Source: an optimization exercise on an open RTL-to-GDS flow (aim: small area). Production flows keep margins and buffers that such runs may drop. At most, simulation tests tie the RTL to the original design; equivalence was not proved. The series may have gaps, and a smaller design here may also do less where the tests do not look. Only the layout flow was run in runs 2 to 4; the RTL was not checked for function there.

### Routing congestion, run 1

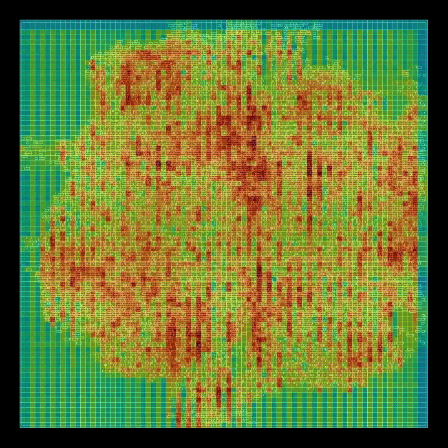
### Local utilization, run 1

Drawn at 0.5 px/um. The die is cut into 28 by 28 equal tiles; dark blue is low, red is high, 0 to 100% covered.
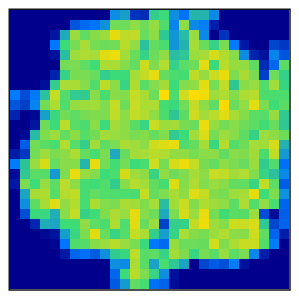
### Wires at chosen ports, followed through buffers, run 1

Drawn at 1.5 px/um.
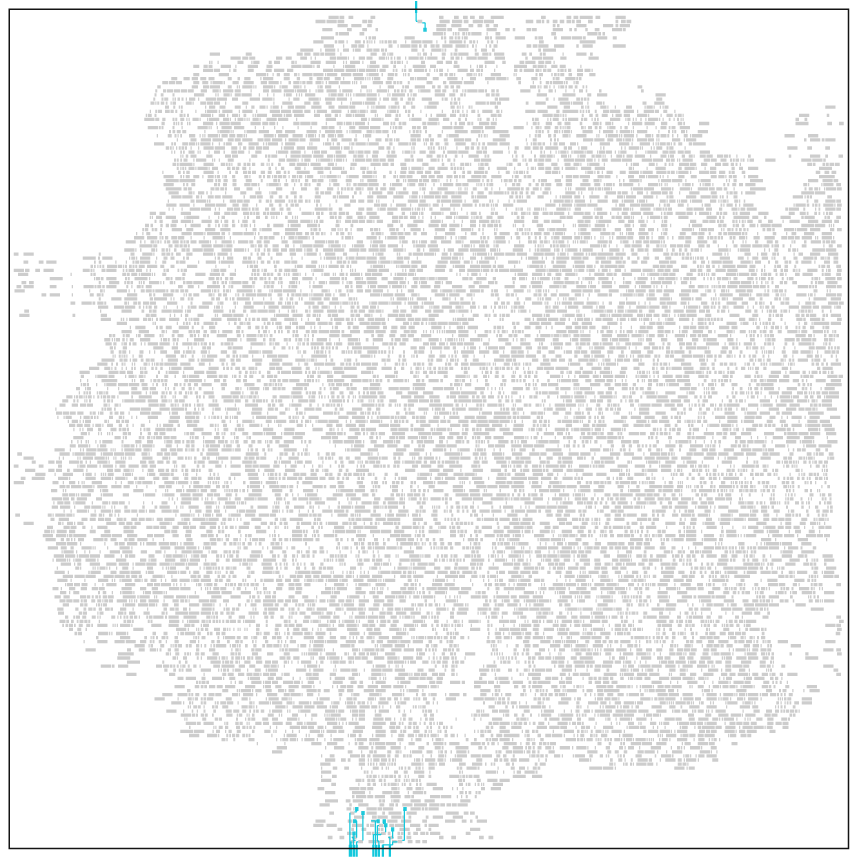
### flow/run.sh
#!/bin/bash
# synth_recipe.tcl (not shown) runs the flow's synth.tcl, then flattens the netlist and writes it again
# the make line also repeats each setting of config.mk as NAME=value (left out here)
make -C /OpenROAD-flow-scripts/flow DESIGN_CONFIG=/design/flow/config.mk WORK_HOME=/design/flow/orfs CLKGATE_MAP_FILE= SYNTH_SCRIPT=/design/flow/synth_recipe.tcl finish
### flow/design.v
module dct_1d(
    input clk,
    input rst_n,
    input enable,
    input signed [10-1:0] x0,
    input signed [10-1:0] x1,
    input signed [10-1:0] x2,
    input signed [10-1:0] x3,
    input signed [10-1:0] x4,
    input signed [10-1:0] x5,
    input signed [10-1:0] x6,
    input signed [10-1:0] x7,
    output reg signed [11-1:0] y0,
    output reg signed [11-1:0] y1,
    output reg signed [11-1:0] y2,
    output reg signed [11-1:0] y3,
    output reg signed [11-1:0] y4,
    output reg signed [11-1:0] y5,
    output reg signed [11-1:0] y6,
    output reg signed [11-1:0] y7,
    output valid
);
reg signed [10-1:0] x0_ff, x1_ff, x2_ff, x3_ff, x4_ff, x5_ff, x6_ff, x7_ff;
reg signed [23:0] Ax0, Ax1, Ax2, Ax3, Bx0, Bx1, Bx2, Bx3, Cx0, Cx1, Cx2, Cx3, Dx4, Dx5, Dx6, Dx7, Ex4, Ex5, Ex6, Ex7, Fx4, Fx5, Fx6, Fx7, Gx4, Gx5, Gx6, Gx7;
reg signed [23:0] Ax0_ff, Ax1_ff, Ax2_ff, Ax3_ff, Bx0_ff, Bx1_ff, Bx2_ff, Bx3_ff, Cx0_ff, Cx1_ff, Cx2_ff, Cx3_ff, Dx4_ff, Dx5_ff, Dx6_ff, Dx7_ff, Ex4_ff, Ex5_ff, Ex6_ff, Ex7_ff, Fx4_ff, Fx5_ff, Fx6_ff, Fx7_ff, Gx4_ff, Gx5_ff, Gx6_ff, Gx7_ff;
reg signed [11-1:0] x_0, x_1, x_2, x_3, x_4, x_5, x_6, x_7;
reg signed [11-1:0] x_0_ff, x_1_ff, x_2_ff, x_3_ff, x_4_ff, x_5_ff, x_6_ff, x_7_ff;
reg signed [11-1:0] y0_next, y1_next, y2_next, y3_next, y4_next, y5_next, y6_next, y7_next;
reg signed [24:0] y0_pre, y1_pre, y2_pre, y3_pre, y4_pre, y5_pre, y6_pre, y7_pre;
reg signed [24:0] y0_pre_ff, y1_pre_ff, y2_pre_ff, y3_pre_ff, y4_pre_ff, y5_pre_ff, y6_pre_ff, y7_pre_ff;
reg signed [24:0] Ax0pAx1, Ax2pAx3, Bx0pCx1, Cx2pBx3, Ax0mAx1 , Ax2mAx3, Cx0mBx1, Bx2mCx3, Dx4pEx5, Fx6pGx7, Ex4mGx5, Dx6pFx7, Fx4mDx5, Gx6pEx7, Gx4mFx5, Ex6mDx7;
reg signed [24:0] Ax0pAx1_ff, Ax2pAx3_ff, Bx0pCx1_ff, Cx2pBx3_ff, Ax0mAx1_ff, Ax2mAx3_ff, Cx0mBx1_ff, Bx2mCx3_ff, Dx4pEx5_ff, Fx6pGx7_ff, Ex4mGx5_ff, Dx6pFx7_ff, Fx4mDx5_ff, Gx6pEx7_ff, Gx4mFx5_ff, Ex6mDx7_ff;
parameter A = 5793;  
parameter B = 7568;
parameter C = 3135;
parameter D = 8035;
parameter E = 6811;
parameter F = 4551;
parameter G = 1598;
reg [5:0] pipeline;
always @ (posedge clk) begin
    if(!rst_n) begin
        pipeline <= 6'd0;
    end
    else begin
        pipeline <= {pipeline[4:0], enable};
    end
end
assign valid = pipeline[5];
always @(posedge clk) begin
    if(!rst_n) begin
        x0_ff <= 0; x1_ff <= 0; x2_ff <= 0; x3_ff <= 0;
        x4_ff <= 0; x5_ff <= 0; x6_ff <= 0; x7_ff <= 0;
    end
    else begin
        x0_ff <= x0; x1_ff <= x1; x2_ff <= x2; x3_ff <= x3;
        x4_ff <= x4; x5_ff <= x5; x6_ff <= x6; x7_ff <= x7;
    end
end
always @(posedge clk) begin
    if(!rst_n) begin
        x_0 <= 0;
        x_1 <= 0;
        x_2 <= 0;
        x_3 <= 0;
        x_4 <= 0;
        x_5 <= 0;
        x_6 <= 0;
        x_7 <= 0;
    end
    else begin
        x_0 <= x_0_ff;
        x_1 <= x_1_ff;
        x_2 <= x_2_ff;
        x_3 <= x_3_ff;
        x_4 <= x_4_ff;
        x_5 <= x_5_ff;
        x_6 <= x_6_ff;
        x_7 <= x_7_ff;   
    end
end
always @* begin
        x_0_ff = x0_ff + x7_ff;
        x_1_ff = x1_ff + x6_ff;
        x_2_ff = x2_ff + x5_ff;
        x_3_ff = x3_ff + x4_ff;
        x_4_ff = x0_ff - x7_ff;
        x_5_ff = x1_ff - x6_ff;
        x_6_ff = x2_ff - x5_ff;
        x_7_ff = x3_ff - x4_ff;   
end
always @(posedge clk) begin
    if(!rst_n) begin
        y0 <= 0;
        y1 <= 0;
        y2 <= 0;
        y3 <= 0;
        y4 <= 0;
        y5 <= 0;
        y6 <= 0;
        y7 <= 0;
    end
    else begin
        y0 <= y0_next;
        y1 <= y1_next;
        y2 <= y2_next;
        y3 <= y3_next;
        y4 <= y4_next;
        y5 <= y5_next;
        y6 <= y6_next;
        y7 <= y7_next;
    end
end
always @(posedge clk) begin
    if(!rst_n) begin
        Ax0 <= 0;
        Ax1 <= 0;
        Ax2 <= 0;
        Ax3 <= 0;
        Bx0 <= 0;
        Bx1 <= 0;
        Bx2 <= 0;
        Bx3 <= 0;
        Cx0 <= 0;
        Cx1 <= 0;
        Cx2 <= 0;
        Cx3 <= 0;
        Dx4 <= 0;
        Dx5 <= 0;
        Dx6 <= 0;
        Dx7 <= 0;
        Ex4 <= 0;
        Ex5 <= 0;
        Ex6 <= 0;
        Ex7 <= 0;
        Fx4 <= 0;
        Fx5 <= 0;
        Fx6 <= 0;
        Fx7 <= 0;
        Gx4 <= 0;
        Gx5 <= 0;
        Gx6 <= 0;
        Gx7 <= 0;
    end
    else begin
        Ax0 <= Ax0_ff;
        Ax1 <= Ax1_ff;
        Ax2 <= Ax2_ff;
        Ax3 <= Ax3_ff;
        Bx0 <= Bx0_ff;
        Bx1 <= Bx1_ff;
        Bx2 <= Bx2_ff;
        Bx3 <= Bx3_ff;
        Cx0 <= Cx0_ff;
        Cx1 <= Cx1_ff;
        Cx2 <= Cx2_ff;
        Cx3 <= Cx3_ff;
        Dx4 <= Dx4_ff;
        Dx5 <= Dx5_ff;
        Dx6 <= Dx6_ff;
        Dx7 <= Dx7_ff;
        Ex4 <= Ex4_ff;
        Ex5 <= Ex5_ff;
        Ex6 <= Ex6_ff;
        Ex7 <= Ex7_ff;
        Fx4 <= Fx4_ff;
        Fx5 <= Fx5_ff;
        Fx6 <= Fx6_ff;
        Fx7 <= Fx7_ff;
        Gx4 <= Gx4_ff;
        Gx5 <= Gx5_ff;
        Gx6 <= Gx6_ff;
        Gx7 <= Gx7_ff;
    end
end
always @* begin
    Ax0_ff = A*x_0;
    Ax1_ff = A*x_1;
    Ax2_ff = A*x_2;
    Ax3_ff = A*x_3;
    Bx0_ff = B*x_0;
    Bx1_ff = B*x_1;
    Bx2_ff = B*x_2;
    Bx3_ff = B*x_3;
    Cx0_ff = C*x_0;
    Cx1_ff = C*x_1;
    Cx2_ff = C*x_2;
    Cx3_ff = C*x_3;
    Dx4_ff = D*x_4;
    Dx5_ff = D*x_5;
    Dx6_ff = D*x_6;
    Dx7_ff = D*x_7;
    Ex4_ff = E*x_4;
    Ex5_ff = E*x_5;
    Ex6_ff = E*x_6;
    Ex7_ff = E*x_7;
    Fx4_ff = F*x_4;
    Fx5_ff = F*x_5;
    Fx6_ff = F*x_6;
    Fx7_ff = F*x_7;
    Gx4_ff = G*x_4;
    Gx5_ff = G*x_5;
    Gx6_ff = G*x_6;
    Gx7_ff = G*x_7;
end
always @(posedge clk) begin
    if(!rst_n) begin
        Ax0pAx1 <= 0;
        Ax2pAx3 <= 0;
        Bx0pCx1 <= 0;
        Cx2pBx3 <= 0;
        Ax0mAx1 <= 0;
        Ax2mAx3 <= 0;
        Cx0mBx1 <= 0;
        Bx2mCx3 <= 0;
        Dx4pEx5 <= 0;
        Fx6pGx7 <= 0;
        Ex4mGx5 <= 0;
        Dx6pFx7 <= 0;
        Fx4mDx5 <= 0;
        Gx6pEx7 <= 0;
        Gx4mFx5 <= 0;
        Ex6mDx7 <= 0;
    end
    else begin
        Ax0pAx1 <= Ax0pAx1_ff;
        Ax2pAx3 <= Ax2pAx3_ff;
        Bx0pCx1 <= Bx0pCx1_ff;
        Cx2pBx3 <= Cx2pBx3_ff;
        Ax0mAx1 <= Ax0mAx1_ff;
        Ax2mAx3 <= Ax2mAx3_ff;
        Cx0mBx1 <= Cx0mBx1_ff;
        Bx2mCx3 <= Bx2mCx3_ff;
        Dx4pEx5 <= Dx4pEx5_ff;
        Fx6pGx7 <= Fx6pGx7_ff;
        Ex4mGx5 <= Ex4mGx5_ff;
        Dx6pFx7 <= Dx6pFx7_ff;
        Fx4mDx5 <= Fx4mDx5_ff;
        Gx6pEx7 <= Gx6pEx7_ff;
        Gx4mFx5 <= Gx4mFx5_ff;
        Ex6mDx7 <= Ex6mDx7_ff;
    end
end
always @* begin
    Ax0pAx1_ff = Ax0 + Ax1;
    Ax2pAx3_ff = Ax2 + Ax3;
    Bx0pCx1_ff = Bx0 + Cx1;
    Cx2pBx3_ff = Cx2 + Bx3;
    Ax0mAx1_ff = Ax0 - Ax1;
    Ax2mAx3_ff = Ax2 - Ax3;
    Cx0mBx1_ff = Cx0 - Bx1;
    Bx2mCx3_ff = Bx2 - Cx3;
    Dx4pEx5_ff = Dx4 + Ex5;
    Fx6pGx7_ff = Fx6 + Gx7;
    Ex4mGx5_ff = Ex4 - Gx5;
    Dx6pFx7_ff = Dx6 + Fx7;
    Fx4mDx5_ff = Fx4 - Dx5;
    Gx6pEx7_ff = Gx6 + Ex7;
    Gx4mFx5_ff = Gx4 - Fx5;
    Ex6mDx7_ff = Ex6 - Dx7;
end
always @(posedge clk) begin
    if(!rst_n) begin
        y0_pre <= 0;
        y1_pre <= 0;
        y2_pre <= 0;
        y3_pre <= 0;
        y4_pre <= 0;
        y5_pre <= 0;
        y6_pre <= 0;
        y7_pre <= 0;
    end
    else begin
        y0_pre <= y0_pre_ff;
        y1_pre <= y1_pre_ff;
        y2_pre <= y2_pre_ff;
        y3_pre <= y3_pre_ff;
        y4_pre <= y4_pre_ff;
        y5_pre <= y5_pre_ff;
        y6_pre <= y6_pre_ff;
        y7_pre <= y7_pre_ff;
    end
end
always @* begin
        y0_pre_ff = Ax0pAx1 + Ax2pAx3;
        y2_pre_ff = Bx0pCx1 - Cx2pBx3;
        y4_pre_ff = Ax0mAx1 - Ax2mAx3;
        y6_pre_ff = Cx0mBx1 + Bx2mCx3;
        y1_pre_ff = Dx4pEx5 + Fx6pGx7;
        y3_pre_ff = Ex4mGx5 - Dx6pFx7;
        y5_pre_ff = Fx4mDx5 + Gx6pEx7;
        y7_pre_ff = Gx4mFx5 + Ex6mDx7;
end
always @* begin
    y0_next = y0_pre[24:14] + y0_pre[13];
    y1_next = y1_pre[24:14] + y1_pre[13];
    y2_next = y2_pre[24:14] + y2_pre[13];
    y3_next = y3_pre[24:14] + y3_pre[13];
    y4_next = y4_pre[24:14] + y4_pre[13];
    y5_next = y5_pre[24:14] + y5_pre[13];
    y6_next = y6_pre[24:14] + y6_pre[13];
    y7_next = y7_pre[24:14] + y7_pre[13];
end
endmodule
### flow/config.mk
export PLATFORM = sky130hd
export DESIGN_NAME = dct_1d
export DESIGN_NICKNAME = dct_1d
export VERILOG_FILES = /design/flow/design.v
export SDC_FILE = /design/flow/constraint.sdc
export NUM_CORES = 4
export LEC_CHECK = 0
export CAP_MARGIN = 20
export CORE_MARGIN = 2
export CORE_UTILIZATION = 40
export SLEW_MARGIN = 20
### flow/constraint.sdc
create_clock -name core_clock -period 6.0 [get_ports {clk}]
set_input_delay 1.2000 -clock core_clock [delete_from_list [all_inputs] [get_ports {clk}]]
set_output_delay 1.2000 -clock core_clock [all_outputs]
set_load 0.01 [all_outputs]
==> flow_summary.yaml, run 1 <==
outcome:
  run_status: "no timing/DRC/antenna violations"
worst_setup_path:
  critical_path_required_ps: 6730
  arrival_ps: 6400
  crit_slowest_cell: "fa_1"
  regToRegSetupSlack_ps: 330
  crit_path_frequent_cell: "inv_1"
  crit_cells: 20
  endpoint_kind: "flip-flop"
clock_tree:
  clock_sinks: 1340
  insertion_delay_ps: 860
  post_cts_resized: 0
  cts-htree-levels: 4
  clk_pin_slew_worst_paths_ps: 70
  cts_setup_buffers: 0
placement:
  dpl_cell_area_um2: 130000
  numPortBuffers: 171
  place.detailed.hpwl_mm: 290
  place_inst: 17700
  pre_cts_slack_ps: 342
layout:
  clk_share_pct: 4.50
  diodes: 56
  design.seq.count: 1340
  fin_area_um2: 137000
  nets: 17300
  multi_input_area_share_pct: 62.9
  syn_to_final_growth_pct: 11.2
  drive_above_1_share_pct: 4.04
  multi_input_area_um2: 86000
  nonClkBufAreaFrac_pct: 2.28
floorplan:
  row_count: 203
  die_h_um: 558
yosys:
  synth_xor_xnor_area_share_pct: 5.81
  synth_area_leaders: "ha_1 24%, dfxtp_1 22%, fa_1 17%"
  syn_area_um2: 123000
  syn_avg_cell_area_um2: 9.10
  yosysTopAreaCell: "ha_1"
  ys_types: 85
  synthAdderAreaFrac_pct: 40.6
  yosysWarnings: 1
  seq_area_frac_synth_pct: 21.8
hold_path:
  holdCritStartpoint: "Cx1[3]"
  min_to: "Bx0pCx1[3]"
  worstHoldPathCells: 1
route:
  drt_iter0_drc: 5071
  drc: 0
  via_count: 89800
  wire_per_inst_um: 19.1
  dr.pass1.iters: 6
  drt-met1-wl_mm: 155
  antenna_left: 0
timing:
  finalSetupTns_ps: 0
  skew_ps: 57.0
  maxSlewHeadroom_pct: 19.8
  fin_crit_ps: 5670
  hold_viol: 0
  period_share_pct: 94.6
  final_max_slew_viol_count: 0
grt:
  top_usage_layer: "met2"
  grt_max_degree: 171
  antenna_found_initial: 24
job:
  maxCapViolations: 0
About 'Routing congestion':
met3 global-route usage: 2.64%
grt met2 use: 36.7%
Layout Utilization: 44.7%
GR Util All Layers: 22.2%
met1 Usage GRT: 29.0%

About 'Local utilization':
mean over tiles = 42%
fullest tile = 75%
emptiest ninth of the die = lower left
tiles over 75% full = 0.10%
nearly empty tiles = 19%
Core Box Area: 306000 um2
initial core utilization: 40.2%

About 'Wires at chosen ports, followed through buffers':
cyan -> x1  # direction input, end cells 10, buffers 10, wire 202 um

==> run 2: too many edits to list; what changed since run 1 <==
flow/design.v: 304 -> 2672 lines; modules unchanged: 0
  dct_1d: edited, 304 -> 2661 lines
  fa_cell: new, 4 lines
  maj_cell: new, 3 lines
  ha_cell: new, 4 lines
==> module fa_cell as of run 2 <==
module fa_cell(input a, input b, input c, output s, output co);
assign s = a ^ b ^ c;
assign co = (a & b) | (a & c) | (b & c);
endmodule
==> module maj_cell as of run 2 <==
module maj_cell(input a, input b, input c, output co);
assign co = (a & b) | (a & c) | (b & c);
endmodule
==> module ha_cell as of run 2 <==
module ha_cell(input a, input b, output s, output co);
assign s = a ^ b;
assign co = a & b;
endmodule
--- a/flow/config.mk
+++ b/flow/config.mk
@@ -6,6 +6,8 @@
 export NUM_CORES = 4
 export LEC_CHECK = 0
+export ABC_AREA = 1
 export CAP_MARGIN = 20
 export CORE_MARGIN = 2
-export CORE_UTILIZATION = 40
+export CORE_UTILIZATION = 65
 export SLEW_MARGIN = 20
+export SYNTH_HIERARCHICAL = 1
### I/O pins on the die edge, run 2

Drawn at 1.5 px/um. Pins as bars across the die edge, other pins in gray.
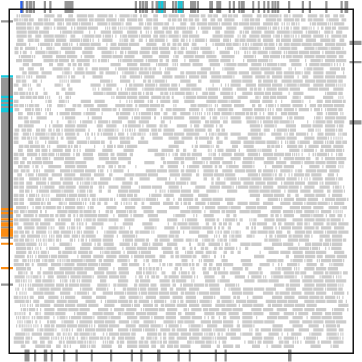
cyan -> x1  # pins 10, direction input, edge 6 left, 4 top
orange -> y1  # pins 11, direction output, edge left
blue -> enable  # pins 1, direction input, edge top
all pins by edge = 84 left, 62 top, 21 bottom, 5 right

### Routing congestion, run 2

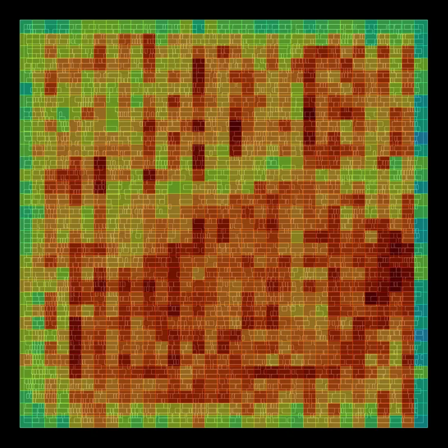
GR Util All Layers: 40.0%
Layout Utilization: 76.2%
met1 Usage GRT: 55.3%

### Layout detail, run 2

Window x 37 to 77, y 151 to 191 um. Cells in gray, sequential cells in the stronger gray; small squares are vias.
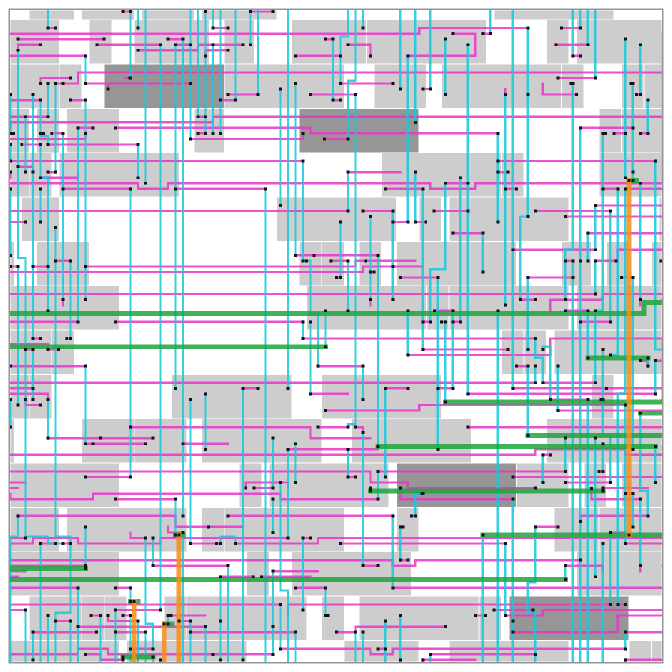
cyan -> M2
orange -> M4
green -> M3
magenta -> M1
netlist names of flops here include = f1_r (2), g0_r (2)
sequential cells in the window = 4
most frequent = fa_1 (30), inv_1 (26), xor2_1 (6)
cells with their middle in the window = 85

==> run 2 against run 1 <==
- sequential cell count down 1156
- via count down 76%
- die area down 83%
- count of clock-buffer cells in the layout down 188
- non-clock buffer count up 73
- clock skew down 25 ps
- fmax down 3.4%
- synthesized cell count down 79%
- highest routed layer unchanged
==> flow_summary.yaml, run 2 <==
hold_path:
  holdCritStartpoint: "vp[0]"
  worstHoldPathCells: 2
  min_to: "vp[1]"
yosys:
  synth_area_leaders: "fa_1 60%, dfxtp_1 11%, ha_1 9.1%"
  yosysTopAreaCell: "fa_1"
  synthArstFlopShare_pct: 0
  seq_area_frac_synth_pct: 11.3
  synth_top_area_share_pct: 60.3
  syn-instance-count: 2786
  synth_common_cells: "984 x fa_1, 693 x inv_1, 306 x nand2_1"
  ys_types: 42
  synth_xor_xnor_area_share_pct: 2.33
  synthAdderAreaFrac_pct: 69.3
  yosysWarnings: 7
  syn_area_um2: 32700
  syn_avg_cell_area_um2: 11.7
  synth-simple-area-share_pct: 7.07
  synth-compound-area-share_pct: 1.94
outcome:
  run_status: "no timing/DRC/antenna violations"
layout:
  diodes: 0
  nonClkBufAreaFrac_pct: 9.90
  fin_area_um2: 38000
  n_all_buffers: 422
  multi_input_area_um2: 26500
  drive_above_1_share_pct: 12.5
  multi_input_area_share_pct: 69.7
  design.seq.count: 184
  final_cell_mix: "971 x fa_1, 688 x inv_1, 302 x nand2_1"
  largestClassByArea: "multi-input gates"
  seqAreaFraction_pct: 9.73
  syn_to_final_growth_pct: 16.3
  nets: 4531
  inverters_excl_clock: 701
  clk_share_pct: 1.54
  n_fill_cell: 3317
worst_setup_path:
  ff2ff_path_depth: 16
  crit_path_frequent_cell: "fa_1"
  path_buf_inv: 3
  regToRegSetupSlack_ps: 140
  cp-endpoint: "f0_r[10]"
  cp_top_family: "adder cells"
  crit_slowest_cell: "fa_2"
  endpoint_kind: "flip-flop"
  reg2reg_to: "y5[5]"
  critical_path_required_ps: 6370
  regToRegStartpoint: "d1_r[2]"
  crit_chain: "clkdlybuf4s50_1 > ha_1 > fa_2 > inv_1 > fa_1 > fa_2 > fa_1 > fa_1 > fa_1 > fa_1 > fa_2 > fa_1 > inv_1 > ha_1 > nor2_1 > xor2_1"
  crit_cells: 16
  arrival_ps: 6250
  path_max_fanout: 2
  crit_start: "x0[0]"
placement:
  routabilityCongestion: 0.994
  place_inst: 3872
  dpl_cell_area_um2: 37200
  numPortBuffers: 171
  place.detailed.hpwl_mm: 83.9
  pre_cts_slack_ps: -481
route:
  drc: 0
  dr.pass1.iters: 5
  drt-met1-wl_mm: 37.2
  wire_per_inst_um: 24.8
  dr_wl_met3_mm: 11.0
  drt_iter0_drc: 1772
  via_count: 22000
  vias_per_cell: 5.62
  antenna_left: 0
timing:
  finalSetupTns_ps: 0
  skew_ps: 31.5
  hold_viol: 0
  final_max_slew_viol_count: 0
  fmaxAchievable_mhz: 170
  maxSlewHeadroom_pct: 46.3
  fin_crit_ps: 5880
  period_share_pct: 97.9
floorplan:
  initial_core_util_pct: 65.6
  die_x_um: 228
  coreArea_um2: 49900
  die_h_um: 228
  row_count: 82
  ios: 172
  dieArea_um2: 52100
clock_tree:
  insertion_delay_ps: 510
  cts-htree-levels: 4
  cts_setup_buffers: 0
  clock_sinks: 184
  post_cts_resized: 7
  clk_pin_slew_worst_paths_ps: 80
grt:
  grt_use_met2_pct: 61.3
  antenna_found_initial: 2
  overflow: 0
  grt_max_degree: 20
  grt_use_met3_pct: 11.1
  grt_pass1_vias: 25200
  top_usage_layer: "met2"
job:
  maxCapViolations: 0
==> run 3: changes to the inputs <==
--- a/flow/config.mk
+++ b/flow/config.mk
@@ -8,6 +8,6 @@
 export ABC_AREA = 1
 export CAP_MARGIN = 20
 export CORE_MARGIN = 2
-export CORE_UTILIZATION = 65
+export CORE_UTILIZATION = 40
 export SLEW_MARGIN = 20
 export SYNTH_HIERARCHICAL = 1
### I/O pins on the die edge, run 3

Drawn at 1 px/um. Pins as bars across the die edge, other pins in gray.
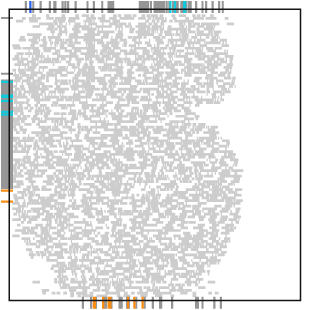
orange -> y1  # pins 11, direction output, edge 9 bottom, 2 left
cyan -> x1  # pins 10, direction input, edge 6 left, 4 top
blue -> enable  # pins 1, direction input, edge top
all pins by edge = 84 left, 57 top, 31 bottom
I/O Buffers: 171
die width: 290 um
Die Y: 290 um

### Local utilization, run 3

Drawn at 1 px/um. The die is cut into 29 by 29 equal tiles; dark blue is low, red is high, 0 to 100% covered.
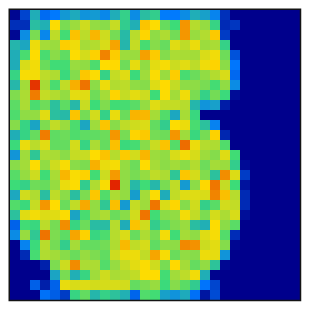
fullest tile = 96%
tiles over 75% full = 8.3%
mean over tiles = 44%
nearly empty tiles = 25%
initial core utilization: 40.5%
Core Box Area: 80700 um2
Layout Utilization: 47.3%

### Wires at chosen ports, followed through buffers, run 3

Drawn at 3 px/um.
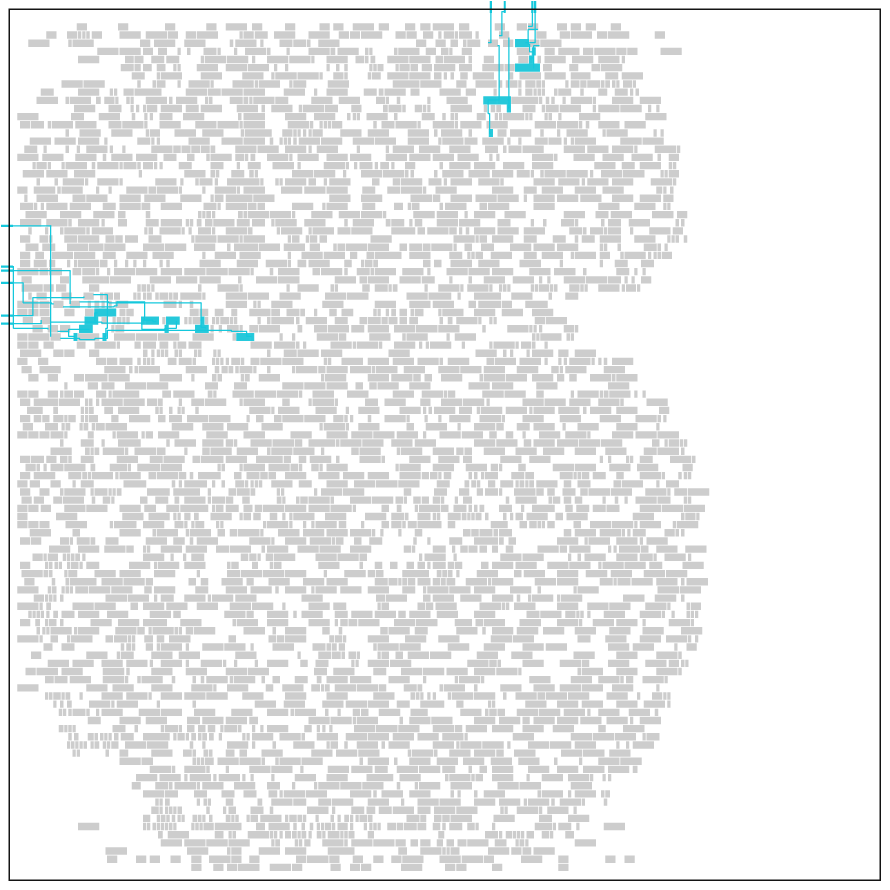
cyan -> x1  # direction input, end cells 21, buffers 10, wire 544 um
I/O pins: 172

==> run 3 against run 2 <==
- first-iteration DRC count shrank 26%
- clock skew shrank 11 ps
- count of clock-buffer cells in the layout is the same
- highest routed layer is now met4
- still clean
- setup slack gained 1.7 ps
- synthesized cell count is the same
==> flow_summary.yaml, run 3 <==
grt:
  antenna_found_initial: 1
  grt_pass1_vias: 23100
  top_usage_layer: "met2"
  overflow: 0
  grt_use_met3_pct: 6.30
yosys:
  synth-compound-area-share_pct: 1.94
  synthAdderAreaFrac_pct: 69.3
  synth_common_cells: "984 x fa_1, 693 x inv_1, 306 x nand2_1"
  syn_area_um2: 32700
  synth_top_area_share_pct: 60.3
  seq_area_frac_synth_pct: 11.3
  synth-simple-area-share_pct: 7.07
clock_tree:
  post_cts_resized: 1
  cts-htree-levels: 4
  clk_pin_slew_worst_paths_ps: 80
worst_setup_path:
  ff2ff_path_depth: 22
  path_max_fanout: 4
  crit_slowest_cell: "fa_2"
  crit_start: "d1_r[4]"
  endpoint_kind: "flip-flop"
  regToRegSetupSlack_ps: 130
  cp-endpoint: "y1[6]"
  crit_chain: "clkinvlp_4 > ha_4 > nand3_1 > nand3_2 > nand4_1 > o311ai_4 > inv_1 > fa_2 > inv_2 > fa_1 > fa_1 > inv_1 > fa_1 > fa_1 > fa_1 > ha_1 > inv_1 > nor3_1 > a211oi_1 > nand2_1 > fa_1 > xor2_1"
  crit_cells: 22
layout:
  n_fill_cell: 7311
  diodes: 0
  inverters_excl_clock: 701
  multi_input_area_share_pct: 69.4
  clk_share_pct: 1.51
  drive_above_1_share_pct: 11.6
route:
  dr_wl_met3_mm: 7.13
  drt-met1-wl_mm: 38.1
outcome:
  run_status: "no timing/DRC/antenna violations"
placement:
  pre_cts_slack_ps: -461
  place_inst: 4231
  routabilityCongestion: 0.965
timing:
  hold_viol: 0
  fmaxAchievable_mhz: 170
  period_share_pct: 97.9
  maxSlewHeadroom_pct: 52.0
job:
  maxCapViolations: 0
--- run 4: outline of the changes from run 3 ---
flow/design.v: 2672 -> 2367 lines; modules unchanged: 3
  dct_1d: edited, 2661 -> 2340 lines
  xor_cell: new, 3 lines
  and_cell: new, 3 lines
  or_cell: new, 3 lines
  ao_cell: new, 3 lines
  fa1_cell: new, 4 lines
==> module and_cell as of run 4 <==
module and_cell(input a, input b, output y);
assign y = a & b;
endmodule
==> module fa1_cell as of run 4 <==
module fa1_cell(input a, input b, output s, output co);
assign s = ~(a ^ b);
assign co = a | b;
endmodule
==> module or_cell as of run 4 <==
module or_cell(input a, input b, output y);
assign y = a | b;
endmodule
==> module ao_cell as of run 4 <==
module ao_cell(input a, input b, input c, output y);
assign y = (a & b) | c;
endmodule
==> module xor_cell as of run 4 <==
module xor_cell(input a, input b, output y);
assign y = a ^ b;
endmodule
### Routing congestion, run 4

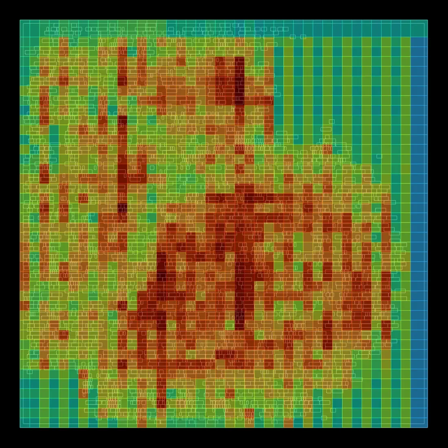
met3 global-route usage: 7.58%
Layout Utilization: 48.7%
GRT Max-Usage Layer: met2
met1 Usage GRT: 33.0%

### Wires at chosen ports, followed through buffers, run 4

Drawn at 3 px/um.
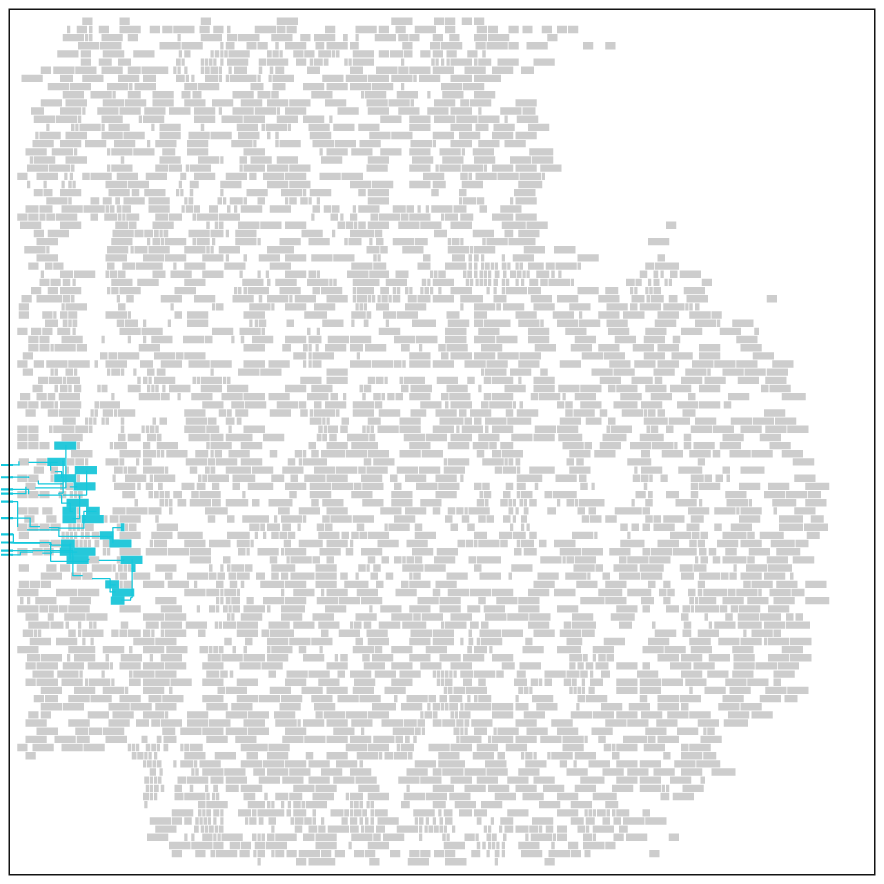

### Local utilization, run 4

Drawn at 1 px/um. The die is cut into 29 by 29 equal tiles; dark blue is low, red is high, 0 to 100% covered.
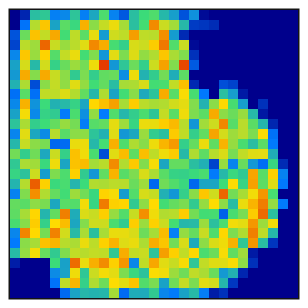
initial core utilization: 40.3%
Core Box Area: 80200 um2

==> run 4 against run 3 <==
- sequential cell count stayed put
- global-route usage is 2.5 points higher
- count of clock-buffer cells in the layout is 3 higher
- fmax hardly changed
- sequential share of layout area is 0.18 points lower
- die area is 1.3% lower
- register-to-register slack hardly changed
- wire length is 8.5% higher
- worst hold slack better by 3.5 ps
- critical endpoint unchanged
- largest cell class unchanged
==> flow_summary.yaml, run 4 <==
layout:
  final_cell_mix: "1030 x fa_1, 363 x inv_1, 320 x buf_4"
  largestClassByArea: "multi-input gates"
  syn_to_final_growth_pct: 21.0
  nonClkBufAreaFrac_pct: 11.2
  multi_input_area_share_pct: 70.7
  n_all_buffers: 505
  n_fill_cell: 7158
  drive_above_1_share_pct: 17.2
  seqAreaFraction_pct: 9.52
  design.seq.count: 184
  fin_area_um2: 39100
  multi_input_area_um2: 27600
  nets: 4328
worst_setup_path:
  crit_slowest_cell: "fa_2"
  crit_chain: "clkinvlp_4 > buf_4 > fa_2 > fa_1 > fa_1 > fa_1 > fa_1 > fa_1 > fa_2 > fa_2 > ha_1 > nand2_1 > nor3_4 > nand2_4 > nand2_4 > inv_1 > fa_1 > xnor2_1"
  arrival_ps: 6260
  cp-endpoint: "y1[6]"
  reg2reg_to: "y1[6]"
  regToRegStartpoint: "d0_r[5]"
  crit_path_frequent_cell: "fa_1"
  crit_start: "d0_r[5]"
  critical_path_required_ps: 6390
  path_buf_inv: 3
  ff2ff_path_depth: 18
  crit_cells: 18
  regToRegSetupSlack_ps: 130
timing:
  skew_ps: 24.4
  period_share_pct: 97.8
  final_max_slew_viol_count: 0
  finalSetupTns_ps: 0
  fin_crit_ps: 5870
  fmaxAchievable_mhz: 170
yosys:
  syn_avg_cell_area_um2: 13.6
  synth-simple-area-share_pct: 4.46
  synth_xor_xnor_area_share_pct: 2.27
  ys_types: 38
  yosysWarnings: 7
  synth_common_cells: "1093 x fa_1, 382 x inv_1, 198 x nand2_1"
  syn-instance-count: 2369
  synthArstFlopShare_pct: 0
  synth_top_area_share_pct: 67.8
  synth-compound-area-share_pct: 2.11
  synth_area_leaders: "fa_1 68%, dfxtp_1 11%, ha_1 7.4%"
  syn_area_um2: 32300
floorplan:
  die_x_um: 288
  dieArea_um2: 82900
  die_h_um: 288
route:
  vias_per_cell: 4.92
  drc: 0
  via_count: 19800
  drt-met1-wl_mm: 38.2
  wire_per_inst_um: 24.4
  dr.pass1.iters: 7
  drt_iter0_drc: 1271
placement:
  dpl_cell_area_um2: 38000
  routabilityCongestion: 1.03
  pre_cts_slack_ps: -410
  place_inst: 3977
  place.detailed.hpwl_mm: 89.6
hold_path:
  worstHoldPathCells: 2
  min_to: "vp[1]"
clock_tree:
  clk_pin_slew_worst_paths_ps: 80
  post_cts_resized: 17
  cts_setup_buffers: 3
  insertion_delay_ps: 510
grt:
  antenna_found_initial: 1
  grt_max_degree: 18
  grt_pass1_vias: 23700
  overflow: 0
  grt_use_met2_pct: 41.2
  grt_usage_pct: 25.7
outcome:
  run_status: "no timing/DRC/antenna violations"

-- port drivers added, routing unchanged --
Ports are ideal in the flow. The routed layouts listed here were re-timed in OpenROAD. Step 1, drivers: a clkbuf_16 drives clk and a buf_2 each remaining input, both assumed. Step 2, shift: input delay + t, output delay - t, t = (earliest + latest rising clock arrival at the registers) / 2. This alone moves slack from input paths to output paths. a / b / c = no drivers / after step 1 / after step 2; a / b = the first two.
run	shift t [ns]	slack for setup (ns)	clock arrival spread, ns	slew at the worst register clock pin (ns)
run 1	0.942	0.326 / 0.326 / 0.326	0.064 / 0.064	0.07 / 0.07
run 2	0.561	0.124 / 0.145 / -0.414	0.032 / 0.032	0.10 / 0.10
run 3	0.564	0.126 / 0.126 / -0.348	0.021 / 0.020	0.09 / 0.09
run 4	0.558	0.130 / 0.130 / -0.370	0.026 / 0.025	0.09 / 0.09
Met with ideal ports but missed after step 2: setup timing in run 2, run 3 and run 4. The setup slack of run 2, which loses most, moves by +0.021 ns with the drivers and by -0.538 ns with both steps.
